Context: an optimization exercise on an open-source flow, tuned for small area. The choices shown serve that exercise and are no tape-out recipe.
In this exercise RTL edits were held to simulation tests only and were not proved equivalent to the original.
The series may have gaps, and a smaller design here may also do less where the tests do not look.
Power figures rest on the tool's default switching activity, not on a simulated workload.

run_1/pinout.png
Pins as bars across the die edge, other pins in gray.
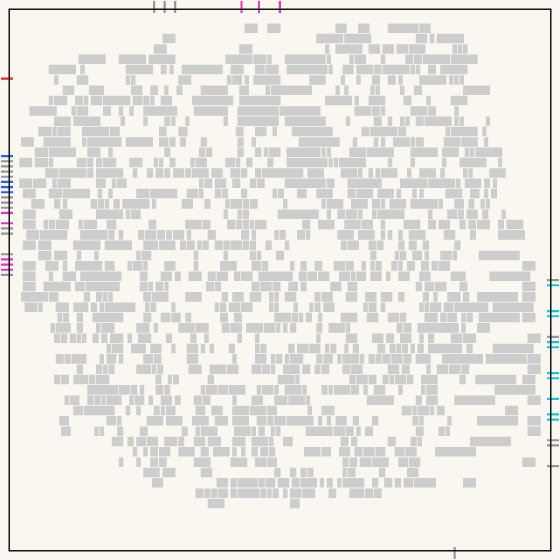
run_1/congestion_map.png
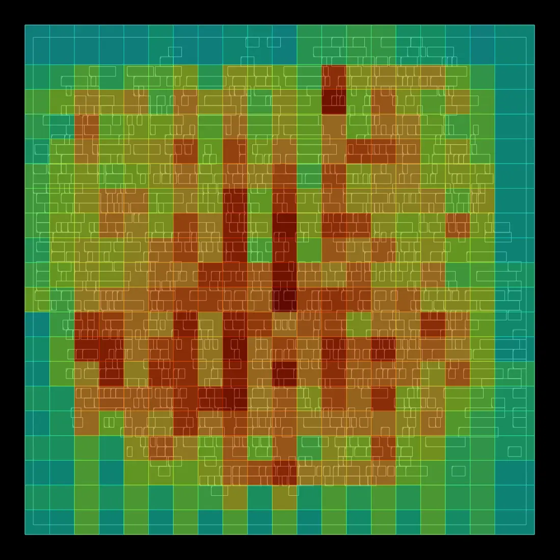
run_1/port_trees.png
Scale bar: 50 µm.
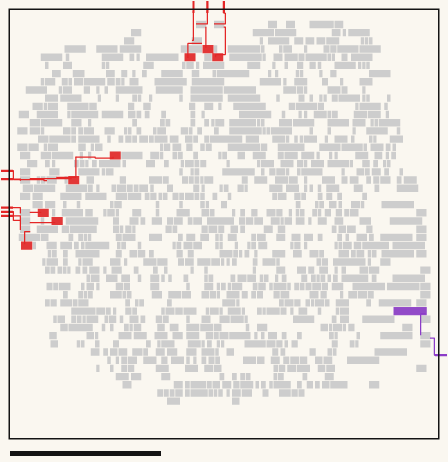
File: flow/config.mk
export PLATFORM = sky130hd
export DESIGN_NAME = alu_design
export DESIGN_NICKNAME = alu_design
export VERILOG_FILES = /design/flow/design.v
export SDC_FILE = /design/flow/constraint.sdc
export NUM_CORES = 4
export LEC_CHECK = 0
export CAP_MARGIN = 20
export CORE_MARGIN = 2
export CORE_UTILIZATION = 40
export SLEW_MARGIN = 20
File: flow/run.sh
#!/bin/bash
# synth_recipe.tcl (not shown) runs the flow's synth.tcl, then flattens the netlist and writes it again
# the make line also repeats each setting of config.mk as NAME=value (left out here)
make -C /OpenROAD-flow-scripts/flow DESIGN_CONFIG=/design/flow/config.mk WORK_HOME=/design/flow/orfs CLKGATE_MAP_FILE= SYNTH_SCRIPT=/design/flow/synth_recipe.tcl finish
File: flow/design.v
module alu_design #(parameter DW = 8, CW = 4)(INP_VALID,OPA,OPB,CIN,CLK,RST,CMD,CE,MODE,COUT,OFLOW,RES,G,E,L,ERR);
  input [DW-1:0] OPA,OPB;
  input CLK,RST,CE,MODE,CIN;
  input [CW-1:0] CMD;
  input [1:0] INP_VALID;
  output reg [DW+1:0] RES;
  output reg COUT;
  output reg OFLOW;
  output reg G;
  output reg E;
  output reg L;
  output reg ERR;
  reg [DW-1:0] OPA_1, OPB_1;
  reg [DW-1:0] oprd1, oprd2;
  reg [3:0] CMD_tmp;
  reg [DW-1:0] AU_out_tmp1,AU_out_tmp2 ;
  reg [4:0] wait_counter;
  reg oprd1_valid, oprd2_valid;
  wire err_timeout = !RST && wait_counter >= 16 &&
                     ((INP_VALID==2'b01 && oprd2_valid) || (INP_VALID==2'b10 && oprd1_valid));
  always @ (posedge CLK) begin
      if(RST) begin
        oprd1<=0;
        oprd2<=0;
        CMD_tmp<=0;
        wait_counter<=0;
        oprd1_valid<=0;
        oprd2_valid<=0;
      end
      else if (INP_VALID==2'b01)  begin    
        oprd1<=OPA;
        CMD_tmp<=CMD;
        oprd1_valid<=1;
        wait_counter<=0;
      end
      else if (INP_VALID==2'b10)  begin    
        oprd2<=OPB;
        CMD_tmp<=CMD;
        oprd2_valid<=1;
        wait_counter<=0;
      end
      else if (INP_VALID==2'b11)  begin    
        oprd1<=OPA;
        oprd2<=OPB;
        CMD_tmp<=CMD;
        oprd1_valid<=1;
        oprd2_valid<=1;
        wait_counter<=0;
      end
      else begin    
        if((oprd1_valid && !oprd2_valid) || (!oprd1_valid && oprd2_valid)) begin
          if(wait_counter < 16) begin
            wait_counter <= wait_counter + 1;
          end else begin
            wait_counter <= 16;
          end
        end
      end
    end
    always@(posedge CLK)
      begin
       if(CE)                   
        begin
         if(RST)                
          begin
            RES=0;
            COUT=1'b0;
            OFLOW=1'b0;
            G=1'b0;
            E=1'b0;
            L=1'b0;
            ERR=1'b0;
            AU_out_tmp1<=0;
            AU_out_tmp2<=0;
          end
         else if(MODE && oprd1_valid && oprd2_valid)          
         begin
           RES=0;
           COUT=1'b0;
           OFLOW=1'b0;
           G=1'b0;
           E=1'b0;
           L=1'b0;
           ERR=1'b0;
          case(CMD_tmp)             
    4'b0000:                   begin             
              RES=oprd1+oprd2;
              COUT=RES[8]?1:0;
            end
      4'b0001 :                begin
             OFLOW=(oprd1<oprd2)?1:0;
             RES=oprd1-oprd2;
            end
           4'h2:            
            begin
             RES=oprd1+oprd2+CIN;
             COUT=RES[8]?1:0;
            end
           4'b0011:             
           begin
            OFLOW=(oprd1<oprd2)?1:0; 
            RES=oprd1-oprd2-CIN;
           end
           4'b0100:RES=oprd1;    
           4'b0101:RES=oprd1-1;    
           4'b0110:RES=oprd2-1;    
           4'b0111:RES=oprd2+1;    
           4'b1000:              
           begin
            RES=0;
            if(oprd1==oprd2)
             begin
               E=1'b1;
               G=1'b0;
               L=1'b0;
             end
            else if(oprd1>oprd2)
             begin
               E=1'b0;
               G=1'b1;
               L=1'b0;
             end
            else 
             begin
               E=1'b0;
               G=1'b0;
               L=1'b1;
             end
           end
	   4'b1001: begin   
                    AU_out_tmp1 <= oprd1 + 1;
                    AU_out_tmp2 <= oprd2 + 1;
                    RES = AU_out_tmp1 * AU_out_tmp2;
                  end
           4'b1010: begin   
                    AU_out_tmp1 <= oprd1 << 1;
                    AU_out_tmp2 <= oprd2;
                    RES = AU_out_tmp1 - AU_out_tmp2; 
                  end
           default:   
            begin
            RES=0;
            COUT=1'b0;
            OFLOW=1'b0;
            G=1'b0;
            E=1'b0;
            L=1'b0;
            ERR=1'b0;
           end
          endcase
         end
        else if(!MODE && oprd1_valid && oprd2_valid)          
        begin 
           RES=0;
           COUT=1'b0;
           OFLOW=1'b0;
           G=1'b0;
           E=1'b0;
           L=1'b0;
           ERR=1'b0;
           case(CMD_tmp)    
             4'b0000:RES={1'b0,oprd1&oprd2};     
             4'b0001:RES={1'b0,~(oprd1&oprd2)};  
             4'b0010:RES={1'b0,oprd1&&oprd2};     
             4'b0011:RES={1'b0,~(oprd1|oprd2)};  
             4'b0100:RES={1'b0,oprd1^oprd2};     
             4'b0101:RES={1'b0,~(oprd1^oprd2)};  
             4'b0110:RES={1'b0,~oprd1};        
             4'b0111:RES={1'b0,~oprd2};        
             4'b1000:RES={1'b0,oprd1};      
             4'b1001:RES={1'b0,oprd1<<1};      
             4'b1010:RES={1'b0,oprd2<<1};      
             4'b1011:RES={1'b0,oprd2<<1};     
             4'b1100:                        
             begin
               if(oprd2[0])
                 OPA_1 = {oprd1[6:0], oprd1[7]};
               else
                 OPA_1 = oprd1;
               if(oprd2[1])
                 OPB_1 =  {OPA_1[5:0], OPA_1[7:6]}; 
               else
                 OPB_1= OPA_1;
               if(oprd2[2])
                 RES =  {OPB_1[3:0], OPB_1[7:4]} ;
               else
                 RES = OPB_1;
               if(oprd2[4] | oprd2[5] | oprd2[6] | oprd2[7])
                 ERR=1'b1;
             end
             4'b1101:                        
             begin
               if(oprd2[0])
                 OPA_1 = {oprd1[0], oprd1[7:1]};
               else
                 OPA_1 = oprd1;
               if(oprd2[1])
                 OPB_1 =  {OPA_1[1:0], OPA_1[7:2]}; 
               else
                 OPB_1= OPA_1;
               if(oprd2[2])
                 RES =  {OPB_1[3:0], OPB_1[7:4]} ;
               else
                 RES = OPB_1;
               if(oprd2[4] | oprd2[5] | oprd2[6] | oprd2[7])
                 ERR=1'b0;
             end
             default:   
               begin
               RES=0;
               COUT=1'b0;
               OFLOW=1'b0;
               G=1'b0;
               E=1'b0;
               L=1'b0;
               ERR=1'b0;
               end
          endcase
     end
    end
       if(err_timeout)
         ERR=1'b1;
   end
endmodule
File: flow/constraint.sdc
create_clock -name core_clock -period 6.0 [get_ports {CLK}]
set_input_delay 1.2000 -clock core_clock [delete_from_list [all_inputs] [get_ports {CLK}]]
set_output_delay 1.2000 -clock core_clock [all_outputs]
set_load 0.01 [all_outputs]
==> metrics.csv, run 1 <==
stage;metric;value;unit
floorplanning;Std-Cell Rows;50;
finish;Final Non-Filler Cells;1214;
finish;Multi-Input Combinational;772;
clock_network;CTS max path bufs;2;
clock_network;clk root buf;clkbuf_16;
outcome;status;no timing/DRC/antenna violations;
finish;Non-clk bufs;58;
place;Final HPWL DP;19000;µm
floorplanning;I/O pin total;43;
route;Starting DRT DRC Count;752;
synth;post-synth cell types;88;
floorplanning;die width;142;µm
floorplanning;Core Box Area;18700;µm²
worst_setup_path;FF-to-FF Start;AU_out_tmp1[1]$_SDFFCE_PP0P_;
clock_network;# H-tree levels;3;
worst_setup_path;CP cell instances;inv_1 -> nor2_1 -> fa_1 -> fa_1 -> inv_1 -> fa_1 -> fa_1 -> inv_1 -> ha_1 -> o21ai_0 -> nor3b_1 -> a2111oi_0 -> o2111a_1 -> o22ai_1;
grt;largest net degree at the start of global routing;35;
finish;antenna cells;0;
route;routed len/inst;20.6;µm
finish;multi-input logic area;5620;µm²
finish;fillers;1903;
finish;most common cell after layout, fill and taps aside;nor2_1;
worst_setup_path;CP Launch Type;flop;
route;vias per inst;6.01;
clock_network;CTS Buf Count;9;
finish;Syn-to-layout area delta;11.5;%
power_and_ir_drop;switching portion of total power;37.8;%
worst_setup_path;slowest CP cell;fa_1;
route;post-route antenna net violation count;0;
timing;final period utilization;77.2;%
finish;layout cells sized above 1;6.33;%
finish;fraction of area in multi-input gates;66.0;%
finish;buffer share of cell area;6.35;%
min_path;hold crit path type;reg2reg;
floorplanning;die area;20200;µm²
grt;initial antenna violation count;1;
timing;relative slew slack;38.8;%
finish;seq_cells;59;
clock_network;CTS clk-pin slew, worst paths;0.06;ns
worst_setup_path;Setup crit start;AU_out_tmp1[1]$_SDFFCE_PP0P_;
place;dpl ws;1.39;ns
finish;top cell category;multi-input combinational cells;
timing;Fin. Hold Viols;0;
route;drt total wl;25000;µm
power_and_ir_drop;combinational power share;41.1;%
finish;Inverters, non-clock;75;
worst_setup_path;endpoint class of the critical path;flop;
power_and_ir_drop;Leak;0.00333;µW
finish;nets;1095;
route;drt drc;0;
finish;Seq area share;17.5;%
finish;most frequent cells in the layout;nor2_1 (103), nand2_1 (85), inv_1 (70);
place;Port Buffers;42;
timing;min cycle time layout;4.63;ns
finish;Clock-cell share;3.44;%
worst_setup_path;cell mode on critical path;fa_1;
grt;first-pass GRT wire length;38600;µm
power_and_ir_drop;VDD IR max;0.211;mV
clock_network;Clk Latency, worst-skew pair;0.35;ns
synth;Yosys top cell by area;edfxtp_1;
worst_setup_path;Worst Path Required;6.08;ns
synth;number of synthesized flops with an enable pin;31;
clock_network;CTS resizes;0;
power_and_ir_drop;clock power share;30.6;%
synth;top cells by area, synth;edfxtp_1 (12%), ha_1 (11%), dfxtp_1 (7.3%), fa_1 (6.8%), nor2_1 (5.1%);
worst_setup_path;crit path DAT;4.71;ns
min_path;worst hold start;CMD_tmp[2]$_SDFFE_PP0P_;
timing;Worst Skew;0.00781;ns
timing;f_max;0.216;GHz
clock_network;cts hold-fix bufs;0;
timing;Setup violations, final;0;
synth;FFs w/ async S/R, synth;0;%
power_and_ir_drop;Reg power frac;28.3;%
worst_setup_path;Worst path max stage delay;0.55;ns
floorplanning;Starting Density;40.8;%
synth;Mapped Nets;1084;
floorplanning;Die Y-Extent;142;µm
worst_setup_path;critical path type;reg2reg;
route;first drt pass iteration count;5;
timing;RSZ-0062 raised after global routing;false;
grt;GRT Total Usage;25.0;%
worst_setup_path;crit-path max FO;6;
synth;sequential share of the synthesized area;19.5;%
finish;sequential cell area;1490;µm²
power_and_ir_drop;power per cell area;198;nW/µm²
job;max-cap check violation count;0;
synth;Synth Area per Inst;7.92;µm²
power_and_ir_drop;Internal;1050;µW
clock_network;clk sinks;59;
timing;final setup margin;1.37;ns
synth;Synth Flop Type;edfxtp_1;
clock_network;CTS tree;built;
clock_network;Post CTS Setup Buffer Count;0;
timing;Worst Tran Pin Value;0.910;ns
grt;vias in the first global route;6888;
place;dpl cells;1198;
synth;Cells after Synth;964;
floorplanning;tap cell count;234;
timing;Sum Neg Setup Slack;0;ns
grt;final global-route overflow total;0;
worst_setup_path;Top delay family on crit path;adder cells;
synth;Yosys Warn Count;1;
route;vias;7293;
power_and_ir_drop;P_sw;636;µW
timing;max-slew violations;0;
synth;Cell Area, Synth;7640;µm²
worst_setup_path;crit path buf inv count;3;
-- pinout.png (at the start) --
color	port	pins	direction	edge
cyan	RES	10	output	east
magenta	OPB	8	input	5 west, 3 north
red	CLK	1	input	west
blue	CMD	4	input	west
all pins by edge	21 west, 15 east, 6 north, 1 south

-- congestion_map.png (at the start) --
M3 GR Usage: 5.99%
M1 GR Usage: 34.9%

-- port_trees.png (at the start) --
color	port	bits	direction	end cells	buffers	wire
purple	OFLOW	1	output	1	1	16.5 µm
red	OPB	8	input	8	8	151 µm

==> run 1: routing by layer <==
metal  GRT usage (%)  wire length (µm)
met5               0                 0
met2            38.4             10900
met4            7.05               613
met3            5.99              1980
met1            34.9             11500
==> run 1: final timing paths <==
check,endpoint,slack (ns),depth (start not counted)
setup / recovery,RES[6]$_SDFFCE_PP0P_,1.37,14
hold / removal,CMD_tmp[2]$_SDFFE_PP0P_,0.46,2
setup reg to reg,RES[6]$_SDFFCE_PP0P_,1.37,14
hold reg to reg,CMD_tmp[2]$_SDFFE_PP0P_,0.46,2
==> run 1: power by group through the flow <==
stage | Clock [µW] | Sequential (µW) | Combinational, µW
after floorplan | 0 | 473 | 501
after global placement | 0 | 484 | 678
after detailed placement | 0 | 484 | 682
after CTS | 524 | 476 | 686
after global routing | 540 | 479 | 764
final | 516 | 476 | 693
==> run 1: logic make-up (layout without fill, tap and decap cells) <==
kind of cell    after synthesis  in the layout  synth area share [%]
flops                        59             59                  19.5
buf+inv                     133            149                  6.91
mux                          41             41                  6.11
xor+xnor                     61             61                  7.37
simple gates                334            334                  21.1
compound gates              243            243                  21.2
fa+ha+maj                    93             93                  17.8
==> run 1: through the flow <==
stage | hold WS (ns) | instance area (µm²) | power (µW) | util (%)
6_report | 0.457 | 8520 | 1690 | 45.5
3_3_place_gp | 0.446 | 8220 | 1160 | 44.0
3_5_place_dp | 0.448 | 8220 | 1170 | 44.0
4_1_cts | 0.454 | 8520 | 1690 | 45.5
2_1_floorplan | 0.478 | 7640 | 974 | -
5_1_grt | 0.488 | 8520 | 1780 | 45.5
==> run 1: state kept, by name, summed over array words and instances (netlist names) <==
name	flops
RES	10
AU_out_tmp1	8
AU_out_tmp2	8
oprd1	8
oprd2	8
wait_counter	5
CMD_tmp	4
COUT	1
E	1
ERR	1
G	1
L	1
OFLOW	1
oprd1_valid	1
oprd2_valid	1
==> run 1: cell usage after synthesis, types with 10 or more instances <==
cell	n
buf_2	11
nand2b_1	12
fa_1	26
o21ai_1	13
inv_1	70
nor2b_1	11
xor2_1	17
edfxtp_1	31
nor2_1	103
nor3_1	21
xnor2_1	41
o22ai_1	15
a31oi_1	10
mux2i_1	32
nand2_1	85
and2_1	20
clkbuf_1	39
o21ai_0	54
ha_1	67
nand3_1	29
dfxtp_1	28
a21oi_1	53
and3_1	11
==> run 2: a larger rewrite; changed files in full <==
==> flow/design.v <==
module alu_design #(parameter DW = 8, CW = 4)(INP_VALID,OPA,OPB,CIN,CLK,RST,CMD,CE,MODE,COUT,OFLOW,RES,G,E,L,ERR);
  input [DW-1:0] OPA,OPB;
  input CLK,RST,CE,MODE,CIN;
  input [CW-1:0] CMD;
  input [1:0] INP_VALID;
  output reg [DW+1:0] RES;
  output reg COUT;
  output reg OFLOW;
  output reg G;
  output reg E;
  output reg L;
  output reg ERR;
  reg [7:0] A, B;
  reg [3:0] C;
  reg [4:0] W;
  reg VA, VB;
  reg [7:0] P, Q;
  always @(posedge CLK) begin
    if (INP_VALID[0]) A <= OPA;
    if (INP_VALID[1]) B <= OPB;
    if (INP_VALID != 2'b00) C <= CMD;
  end
  wire winc = (VA ^ VB) & ~W[4];
  wire [3:0] wn = {W[3] ^ (W[2] & W[1] & W[0]), W[2] ^ (W[1] & W[0]), W[1] ^ W[0], ~W[0]};
  wire wcy = W[3] & W[2] & W[1] & W[0];
  always @(posedge CLK) begin
    if (RST) begin
      W <= 5'd0;
      VA <= 1'b0;
      VB <= 1'b0;
    end else begin
      if (INP_VALID[0]) VA <= 1'b1;
      if (INP_VALID[1]) VB <= 1'b1;
      if (INP_VALID != 2'b00) W <= 5'd0;
      else if (winc) W <= {wcy, wn};
    end
  end
  wire timeout = !RST && W[4] &&
                 ((INP_VALID == 2'b01 && VB) || (INP_VALID == 2'b10 && VA));
  wire ar = MODE;
  wire c0  = C == 4'd0,  c1  = C == 4'd1,  c2  = C == 4'd2,  c3  = C == 4'd3;
  wire c4  = C == 4'd4,  c5  = C == 4'd5,  c6  = C == 4'd6,  c7  = C == 4'd7;
  wire c8  = C == 4'd8,  c9  = C == 4'd9,  c10 = C == 4'd10, c11 = C == 4'd11;
  wire c12 = C == 4'd12, c13 = C == 4'd13;
  wire xa  = c0 | c1 | c2 | c3 | c4 | c5 | c8 | c9;
  wire xff = c6;
  wire xp  = c10;
  wire yb  = c0 | c1 | c2 | c3 | c6 | c7 | c8;
  wire yq  = c10;
  wire yinv = c1 | c3 | c5 | c8 | c10;
  wire ci  = c1 | c7 | c9 | c10 | (c2 & CIN) | (c3 & ~CIN);
  wire sub = c1 | c3 | c5 | c6 | c10;
  wire [7:0] X = ({8{xa}} & A) | ({8{xp}} & P) | {8{xff}};
  wire [7:0] Y = (({8{yb}} & B) | ({8{yq}} & Q)) ^ {8{yinv}};
  wire [8:0] cc;
  wire [7:0] S;
  assign cc[0] = ci;
  genvar gi;
  generate for (gi = 0; gi < 8; gi = gi + 1) begin : rca
    assign S[gi] = X[gi] ^ Y[gi] ^ cc[gi];
    assign cc[gi+1] = (X[gi] & Y[gi]) | (cc[gi] & (X[gi] ^ Y[gi]));
  end endgenerate
  wire cy = cc[8];
  wire ones = &S;
  wire [7:0] bc;
  wire [7:0] binc;
  assign bc[0] = 1'b1;
  generate for (gi = 0; gi < 8; gi = gi + 1) begin : inc
    assign binc[gi] = B[gi] ^ bc[gi];
    if (gi < 7) assign bc[gi+1] = B[gi] & bc[gi];
  end endgenerate
  wire [9:0] mul;
  mul8x8lo um (.P(P), .Q(Q), .M(mul));
  wire l_and  = c0;
  wire l_nand = c1;
  wire l_nor  = c3;
  wire l_xor  = c4;
  wire l_xnor = c5;
  wire l_na   = c6;
  wire l_nb   = c7;
  wire l_a    = c8 | c9 | c12 | c13;
  wire l_b    = c10 | c11;
  wire t3 = l_and | l_xnor | l_a | l_b;
  wire t2 = l_nand | l_xor | l_nb | l_a;
  wire t1 = l_nand | l_xor | l_na | l_b;
  wire t0 = l_nand | l_nor | l_xnor | l_na | l_nb;
  wire [7:0] f;
  generate for (gi = 0; gi < 8; gi = gi + 1) begin : lf
    assign f[gi] = A[gi] ? (B[gi] ? t3 : t2) : (B[gi] ? t1 : t0);
  end endgenerate
  wire shl = c9 | c10 | c11;
  wire k0 = ((c12 | c13) & B[0]) | shl;
  wire k1 = (c12 & B[1]) | (c13 & (B[1] ^ B[0]));
  wire k2 = (c12 & B[2]) | (c13 & (B[2] ^ (B[1] | B[0])));
  wire [7:0] r1 = k0 ? {f[6:0], f[7]} : f;
  wire [7:0] r2 = k1 ? {r1[5:0], r1[7:6]} : r1;
  wire [7:0] rot = k2 ? {r2[3:0], r2[7:4]} : r2;
  wire land = c2 & (|A) & (|B);
  wire [7:0] lres = {rot[7:1], (rot[0] & ~shl) | land};
  wire go = ~RST;
  wire sel_s  = go & ar & (c0 | c1 | c2 | c3 | c4 | c5 | c6 | c7 | c10);
  wire sel_m  = go & ar & c9;
  wire sel_l  = go & ~ar;
  wire [9:0] nres = ({10{sel_s}} & {sub & ~cy, cy ^ sub, S}) |
                    ({10{sel_m}} & mul) |
                    ({10{sel_l}} & {2'b00, lres});
  wire ncout  = go & ar & (c0 | c2) & cy;
  wire noflow = go & ar & ((c1 & ~cy) | (c3 & ~cy & ~(CIN & ones)));
  wire ne     = go & ar & c8 & ones;
  wire ng     = go & ar & c8 & cy;
  wire nl     = go & ar & c8 & ~cy & ~ones;
  wire nerr   = go & ~ar & c12 & (|B[7:4]);
  wire v = VA & VB;
  wire ld = CE & (RST | v);
  wire ldpq = CE & (RST | (v & ar & (c9 | c10)));
  wire [7:0] np = ({8{go & c9}} & S) | ({8{go & c10}} & {A[6:0], 1'b0});
  wire [7:0] nq = ({8{go & c9}} & binc) | ({8{go & c10}} & B);
  always @(posedge CLK) begin
    if (ld) begin
      RES <= nres; COUT <= ncout; OFLOW <= noflow; G <= ng; E <= ne; L <= nl;
    end
    if (ldpq) begin
      P <= np; Q <= nq;
    end
  end
  always @(posedge CLK) begin
    if (timeout) ERR <= 1'b1;
    else if (ld) ERR <= nerr;
  end
endmodule
module mul8x8lo(input [7:0] P, input [7:0] Q, output [9:0] M);
  wire pp1, pp2, pp3, pp4, pp5, pp6, pp7, pp8, pp9, pp10, pp11, pp12, pp13, pp14, pp15, pp16, pp17, pp18, pp19, pp20, pp21, pp22, pp23, pp24, pp25, pp26, pp27, pp28, pp29, pp30, pp31, pp32, pp33, pp34, pp35, pp36, pp37, pp38, pp39, pp40, pp41, pp42, pp43, pp44, pp45, pp46, pp47, pp48, pp49, s50, c51, s52, c53, s54, c55, s56, c57, s58, c59, s60, c61, s62, c63, s64, c65, s66, c67, s68, c69, s70, c71, s72, c73, s74, c75, s76, c77, s78, c79, s80, c81, s82, c83, s84, c85, s86, c87, s88, c89, s90, c91, s92, c93, s94, c95, s96, c97, s98, c99, s100, c101, s102, c103, s104, c105, s106, c107, s108, c109, s110, c111, s112, c113, s114, c115, s116, c117, s118, c119, x120, x121, x122, x123, x124, x125, x126, x127, x128, x129, x130, x131;
  assign pp1 = P[0] & Q[0];
  assign pp2 = P[0] & Q[1];
  assign pp3 = P[0] & Q[2];
  assign pp4 = P[0] & Q[3];
  assign pp5 = P[0] & Q[4];
  assign pp6 = P[0] & Q[5];
  assign pp7 = P[0] & Q[6];
  assign pp8 = P[0] & Q[7];
  assign pp9 = P[1] & Q[0];
  assign pp10 = P[1] & Q[1];
  assign pp11 = P[1] & Q[2];
  assign pp12 = P[1] & Q[3];
  assign pp13 = P[1] & Q[4];
  assign pp14 = P[1] & Q[5];
  assign pp15 = P[1] & Q[6];
  assign pp16 = P[1] & Q[7];
  assign pp17 = P[2] & Q[0];
  assign pp18 = P[2] & Q[1];
  assign pp19 = P[2] & Q[2];
  assign pp20 = P[2] & Q[3];
  assign pp21 = P[2] & Q[4];
  assign pp22 = P[2] & Q[5];
  assign pp23 = P[2] & Q[6];
  assign pp24 = P[2] & Q[7];
  assign pp25 = P[3] & Q[0];
  assign pp26 = P[3] & Q[1];
  assign pp27 = P[3] & Q[2];
  assign pp28 = P[3] & Q[3];
  assign pp29 = P[3] & Q[4];
  assign pp30 = P[3] & Q[5];
  assign pp31 = P[3] & Q[6];
  assign pp32 = P[4] & Q[0];
  assign pp33 = P[4] & Q[1];
  assign pp34 = P[4] & Q[2];
  assign pp35 = P[4] & Q[3];
  assign pp36 = P[4] & Q[4];
  assign pp37 = P[4] & Q[5];
  assign pp38 = P[5] & Q[0];
  assign pp39 = P[5] & Q[1];
  assign pp40 = P[5] & Q[2];
  assign pp41 = P[5] & Q[3];
  assign pp42 = P[5] & Q[4];
  assign pp43 = P[6] & Q[0];
  assign pp44 = P[6] & Q[1];
  assign pp45 = P[6] & Q[2];
  assign pp46 = P[6] & Q[3];
  assign pp47 = P[7] & Q[0];
  assign pp48 = P[7] & Q[1];
  assign pp49 = P[7] & Q[2];
  assign s50 = pp2 ^ pp9;
  assign c51 = pp2 & pp9;
  assign s52 = pp3 ^ pp10 ^ pp17;
  assign c53 = (pp3 & pp10) | (pp17 & (pp3 ^ pp10));
  assign s54 = c51 ^ s52;
  assign c55 = c51 & s52;
  assign s56 = pp4 ^ pp11 ^ pp18;
  assign c57 = (pp4 & pp11) | (pp18 & (pp4 ^ pp11));
  assign s58 = pp25 ^ c53 ^ s56;
  assign c59 = (pp25 & c53) | (s56 & (pp25 ^ c53));
  assign s60 = c55 ^ s58;
  assign c61 = c55 & s58;
  assign s62 = pp5 ^ pp12 ^ pp19;
  assign c63 = (pp5 & pp12) | (pp19 & (pp5 ^ pp12));
  assign s64 = pp26 ^ pp32 ^ c57;
  assign c65 = (pp26 & pp32) | (c57 & (pp26 ^ pp32));
  assign s66 = s62 ^ c59 ^ s64;
  assign c67 = (s62 & c59) | (s64 & (s62 ^ c59));
  assign s68 = c61 ^ s66;
  assign c69 = c61 & s66;
  assign s70 = pp6 ^ pp13 ^ pp20;
  assign c71 = (pp6 & pp13) | (pp20 & (pp6 ^ pp13));
  assign s72 = pp27 ^ pp33 ^ pp38;
  assign c73 = (pp27 & pp33) | (pp38 & (pp27 ^ pp33));
  assign s74 = c63 ^ s70 ^ s72;
  assign c75 = (c63 & s70) | (s72 & (c63 ^ s70));
  assign s76 = c65 ^ s74 ^ c67;
  assign c77 = (c65 & s74) | (c67 & (c65 ^ s74));
  assign s78 = c69 ^ s76;
  assign c79 = c69 & s76;
  assign s80 = pp7 ^ pp14 ^ pp21;
  assign c81 = (pp7 & pp14) | (pp21 & (pp7 ^ pp14));
  assign s82 = pp28 ^ pp34 ^ pp39;
  assign c83 = (pp28 & pp34) | (pp39 & (pp28 ^ pp34));
  assign s84 = pp43 ^ c71 ^ c73;
  assign c85 = (pp43 & c71) | (c73 & (pp43 ^ c71));
  assign s86 = s80 ^ s82 ^ c75;
  assign c87 = (s80 & s82) | (c75 & (s80 ^ s82));
  assign s88 = s84 ^ s86 ^ c77;
  assign c89 = (s84 & s86) | (c77 & (s84 ^ s86));
  assign s90 = c79 ^ s88;
  assign c91 = c79 & s88;
  assign s92 = pp8 ^ pp15 ^ pp22;
  assign c93 = (pp8 & pp15) | (pp22 & (pp8 ^ pp15));
  assign s94 = pp29 ^ pp35 ^ pp40;
  assign c95 = (pp29 & pp35) | (pp40 & (pp29 ^ pp35));
  assign s96 = pp44 ^ pp47 ^ c81;
  assign c97 = (pp44 & pp47) | (c81 & (pp44 ^ pp47));
  assign s98 = c83 ^ s92 ^ s94;
  assign c99 = (c83 & s92) | (s94 & (c83 ^ s92));
  assign s100 = c85 ^ s96 ^ s98;
  assign c101 = (c85 & s96) | (s98 & (c85 ^ s96));
  assign s102 = c87 ^ s100 ^ c89;
  assign c103 = (c87 & s100) | (c89 & (c87 ^ s100));
  assign s104 = c91 ^ s102;
  assign c105 = c91 & s102;
  assign s106 = pp16 ^ pp23 ^ pp30;
  assign c107 = (pp16 & pp23) | (pp30 & (pp16 ^ pp23));
  assign s108 = pp36 ^ pp41 ^ pp45;
  assign c109 = (pp36 & pp41) | (pp45 & (pp36 ^ pp41));
  assign s110 = pp48 ^ c93 ^ c95;
  assign c111 = (pp48 & c93) | (c95 & (pp48 ^ c93));
  assign s112 = s106 ^ s108 ^ c97;
  assign c113 = (s106 & s108) | (c97 & (s106 ^ s108));
  assign s114 = c99 ^ s110 ^ c101;
  assign c115 = (c99 & s110) | (c101 & (c99 ^ s110));
  assign s116 = s112 ^ s114 ^ c103;
  assign c117 = (s112 & s114) | (c103 & (s112 ^ s114));
  assign s118 = c105 ^ s116;
  assign c119 = c105 & s116;
  assign x120 = pp24 ^ pp31;
  assign x121 = pp37 ^ pp42;
  assign x122 = pp46 ^ pp49;
  assign x123 = x120 ^ x121;
  assign x124 = x122 ^ c107;
  assign x125 = c109 ^ x123;
  assign x126 = x124 ^ x125;
  assign x127 = c111 ^ x126;
  assign x128 = x127 ^ c113;
  assign x129 = x128 ^ c115;
  assign x130 = x129 ^ c117;
  assign x131 = c119 ^ x130;
  assign M[0] = pp1;
  assign M[1] = s50;
  assign M[2] = s54;
  assign M[3] = s60;
  assign M[4] = s68;
  assign M[5] = s78;
  assign M[6] = s90;
  assign M[7] = s104;
  assign M[8] = s118;
  assign M[9] = x131;
endmodule
==> flow/config.mk <==
export PLATFORM = sky130hd
export DESIGN_NAME = alu_design
export DESIGN_NICKNAME = alu_design
export VERILOG_FILES = /design/flow/design.v
export SDC_FILE = /design/flow/constraint.sdc
export NUM_CORES = 4
export LEC_CHECK = 0
export ABC_AREA = 1
export CAP_MARGIN = 20
export CORE_MARGIN = 2
export CORE_UTILIZATION = 40
export CTS_BUF_LIST = sky130_fd_sc_hd__clkbuf_4
export SLEW_MARGIN = 20
==> metrics.csv, run 2 <==
stage;metric;value;unit
timing;final setup margin;0.291;ns
place;post-placement cell area;5640;µm²
route;routed len/inst;16.8;µm
worst_setup_path;CP Launch Type;primary input;
grt;initial antenna violation count;0;
worst_setup_path;Worst path max stage delay;0.50;ns
worst_setup_path;slowest CP cell;fa_1;
route;Starting DRT DRC Count;490;
clock_network;CTS max path bufs;2;
worst_setup_path;endpoint class of the critical path;flop;
min_path;worst hold start;W[3]$_SDFFE_PP0P_;
worst_setup_path;crit-path max FO;3;
timing;Fin. Hold Viols;0;
finish;max reg flops;10;
power_and_ir_drop;VDD IR max;0.156;mV
place;dpl ws;-0.143;ns
worst_setup_path;critical path type;in2reg;
finish;most common cell after layout, fill and taps aside;nand2_1;
timing;final period utilization;95.1;%
clock_network;CTS tree;built;
synth;Synth Area per Inst;8.36;µm²
route;vias;4376;
timing;f_max;0.175;GHz
worst_setup_path;CP cell instances;clkdlybuf4s50_1 -> a21oi_1 -> o21ai_0 -> fa_1 -> fa_1 -> fa_1 -> fa_1 -> fa_1 -> fa_1 -> fa_1 -> fa_1 -> inv_1 -> nor4_1 -> nand2_1 -> inv_1 -> a311o_1 -> nor3_1;
route;post-route antenna net violation count;0;
place;Routability Congestion;1.00;
floorplanning;Starting Density;41.2;%
clock_network;CTS resizes;0;
clock_network;# H-tree levels;3;
timing;max-slew violations;0;
min_path;hold crit path type;reg2reg;
route;drt drc;0;
floorplanning;I/O pin total;43;
worst_setup_path;Setup crit start;CIN;
finish;Syn-to-layout area delta;15.8;%
finish;nets;730;
synth;Cells after Synth;596;
power_and_ir_drop;total power;1290;µW
synth;Cell Area, Synth;4980;µm²
synth;most common cell in the netlist;nand2_1;
clock_network;clk root buf;clkbuf_4;
power_and_ir_drop;Leak;0.00260;µW
timing;RSZ-0062 raised after global routing;false;
synth;sequential share of the synthesized area;33.9;%
worst_setup_path;crit path DAT;5.90;ns
route;drt total wl;13900;µm
timing;relative slew slack;50.3;%
grt;first-pass GRT wire length;21800;µm
clock_network;Clk Latency, worst-skew pair;0.43;ns
floorplanning;die area;13400;µm²
synth;post-synth cell types;38;
grt;largest net degree at the start of global routing;17;
clock_network;CTS Buf Count;9;
worst_setup_path;Top delay family on crit path;adder cells;
finish;most frequent cells in the layout;nand2_1 (133), inv_1 (107), nand3_1 (81);
power_and_ir_drop;power per cell area;223;nW/µm²
worst_setup_path;FF-to-FF Start;C[0]$_DFFE_PP_;
grt;vias in the first global route;4258;
min_path;worst hold stages;1;
synth;number of synthesized flops with an enable pin;51;
timing;Worst Skew;0.0150;ns
route;vias per inst;5.32;
grt;final global-route overflow total;0;
synth;synth cell count leaders;nand2_1 (133), inv_1 (107), nand3_1 (81);
worst_setup_path;Worst Path Required;6.19;ns
place;Port Buffers;42;
timing;Setup violations, final;0;
worst_setup_path;Reg2Reg Depth;21;
outcome;status;no timing/DRC/antenna violations;
finish;layout cells sized above 1;8.55;%
synth;Yosys top cell by area;edfxtp_1;
route;first drt pass iteration count;5;
floorplanning;die width;116;µm
synth;FFs w/ async S/R, synth;0;%
synth;top cells by area, synth;edfxtp_1 (31%), fa_1 (14%), nand2_1 (10%), nand3_1 (8.1%), inv_1 (8.1%);
place;Final HPWL DP;11200;µm
clock_network;clk sinks;59;
floorplanning;Die Y-Extent;116;µm
timing;min cycle time layout;5.71;ns
worst_setup_path;cell mode on critical path;fa_1;
worst_setup_path;crit path buf inv count;3;
clock_network;CTS clk-pin slew, worst paths;0.11;ns
synth;Yosys Warn Count;1;
timing;Worst Tran Pin Value;0.743;ns
job;max-cap check violation count;0;
worst_setup_path;critical path depth;17;
finish;antenna cells;0;
synth;Mapped Nets;676;
synth;Synth Flop Type;edfxtp_1;
run 2: cell types whose count changed in the layout (fill, tap and decap cells not counted), sizes merged, moves of 20 or more:
cell and change:
nor2 -72, nand2 +54, nand3 +52, ha -49, a21oi -42, o21ai -41, inv +39, mux2i -32
xnor2 -29, and2 -20, dfxtp -20, edfxtp +20
run 2: power breakdown:
part | internal [µW] | total, µW | switching, µW | leakage [µW]
Sequential | 478 | 508 | 30.4 | 0.000556
Combinational | 209 | 529 | 320 | 0.00197
Clock | 89.8 | 249 | 160 | 0.0000647
Total | 776 | 1290 | 510 | 0.00260
run 2: final timing paths:
path	end	slack, ns
worst max-delay path	OFLOW$_DFFE_PP_	0.29
worst min-delay path	W[3]$_SDFFE_PP0P_	0.45
worst max register to register	OFLOW$_DFFE_PP_	0.35
worst min register to register	W[3]$_SDFFE_PP0P_	0.45
run 2: cell type report:
type	instances	area (µm²)
clock buffer	10	75.1
clock inverter	6	40.0
fill	1251	6340
inverter	114	429
multi-input combinational	410	2800
sequential	59	1690
tap	168	210
timing repair buffer	56	526
run 2: through the flow:
step	std cells	hold slack [ns]	setup TNS, ns
3_3_place_gp	805	0.434	-0.0577
4_1_cts	821	0.456	0
2_1_floorplan	596	0.422	0
3_5_place_dp	805	0.440	-0.232
6_report	823	0.452	0
5_1_grt	823	0.489	0
run 2: logic make-up (layout without fill, tap and decap cells):
kind of cell | Yosys count | in the layout | synth area share, %
xor gates and xnor gates | 19 | 19 | 3.34
AOI/OAI and AO/OA | 70 | 70 | 9.59
adders and majority gates | 53 | 53 | 18.6
DFF | 59 | 59 | 33.9
buffers and inverters | 127 | 186 | 9.89
and+or+nand+nor | 268 | 268 | 24.7
run 2: timing repair:
| action | 4_1_cts | 5_1_grt |
|---|---|---|
| buffers inserted | 0 | 2 |
| hold buffers | 0 | 0 |
| setup endpoints to repair | 0 | 2 |
| hold endpoints to repair | 0 | 0 |
run 2: per-layer routing:
metal	track usage (%)	vias up	share of wire [%]
met4	9.29	0	3.5
li1	-	2069	-
met1	29.9	2069	44
met2	33.3	201	45
met5	0	-	0
met3	4.86	37	7.9
run_2/congestion_map.png
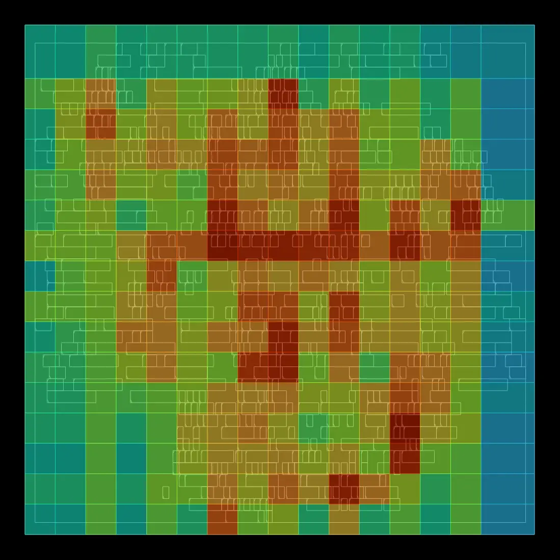
M1 GR Usage: 29.9%
GRT Total Usage: 21.7%
M3 GR Usage: 4.86%

run_2/class_map.png
Scale bar: 20 µm.
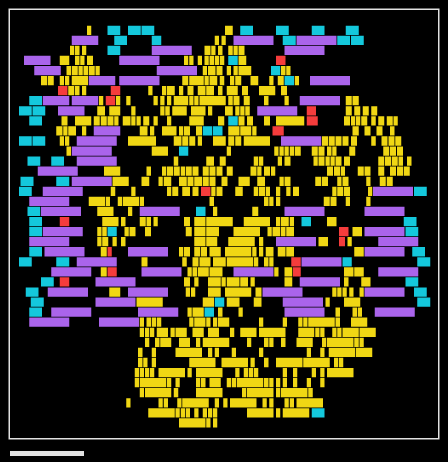
color	class	cells
red	clock drivers and dummy loads	16
cyan	remaining buffers and delay cells	56
yellow	remaining logic cells	524
purple	registers	59
Seq area share: 29.3%
fin area: 5770 µm²
Core Box Area: 12100 µm²
Layout Utilization: 47.7%
Std-Cell Rows: 40

[separate check: timing with driven ports]
Ports are ideal in the flow. The routed layouts listed here were re-timed in OpenROAD. Step 1 assumes that a clkbuf_16 drives the clock port and a buf_2 every other input. Step 2 times the ports against the registers' clock, not the clock port: input delays grow and output delays shrink by t, the midpoint of the rising clock arrivals with the driver on. Slacks: no drivers / after step 1 / after step 2; pairs: no drivers / after step 1.
run	t (ns)	setup WS [ns]	hold slack, ns
run 1	0.387	1.370 / 1.370 / 1.370	0.457 / 0.457 / 0.457
run 2	0.457	0.291 / 0.301 / -0.156	0.452 / 0.452 / 0.452
Met with ideal ports but missed after step 2: setup timing in run 2. The setup slack of run 2, which loses most, moves by +0.010 ns with the drivers and by -0.447 ns with both steps.
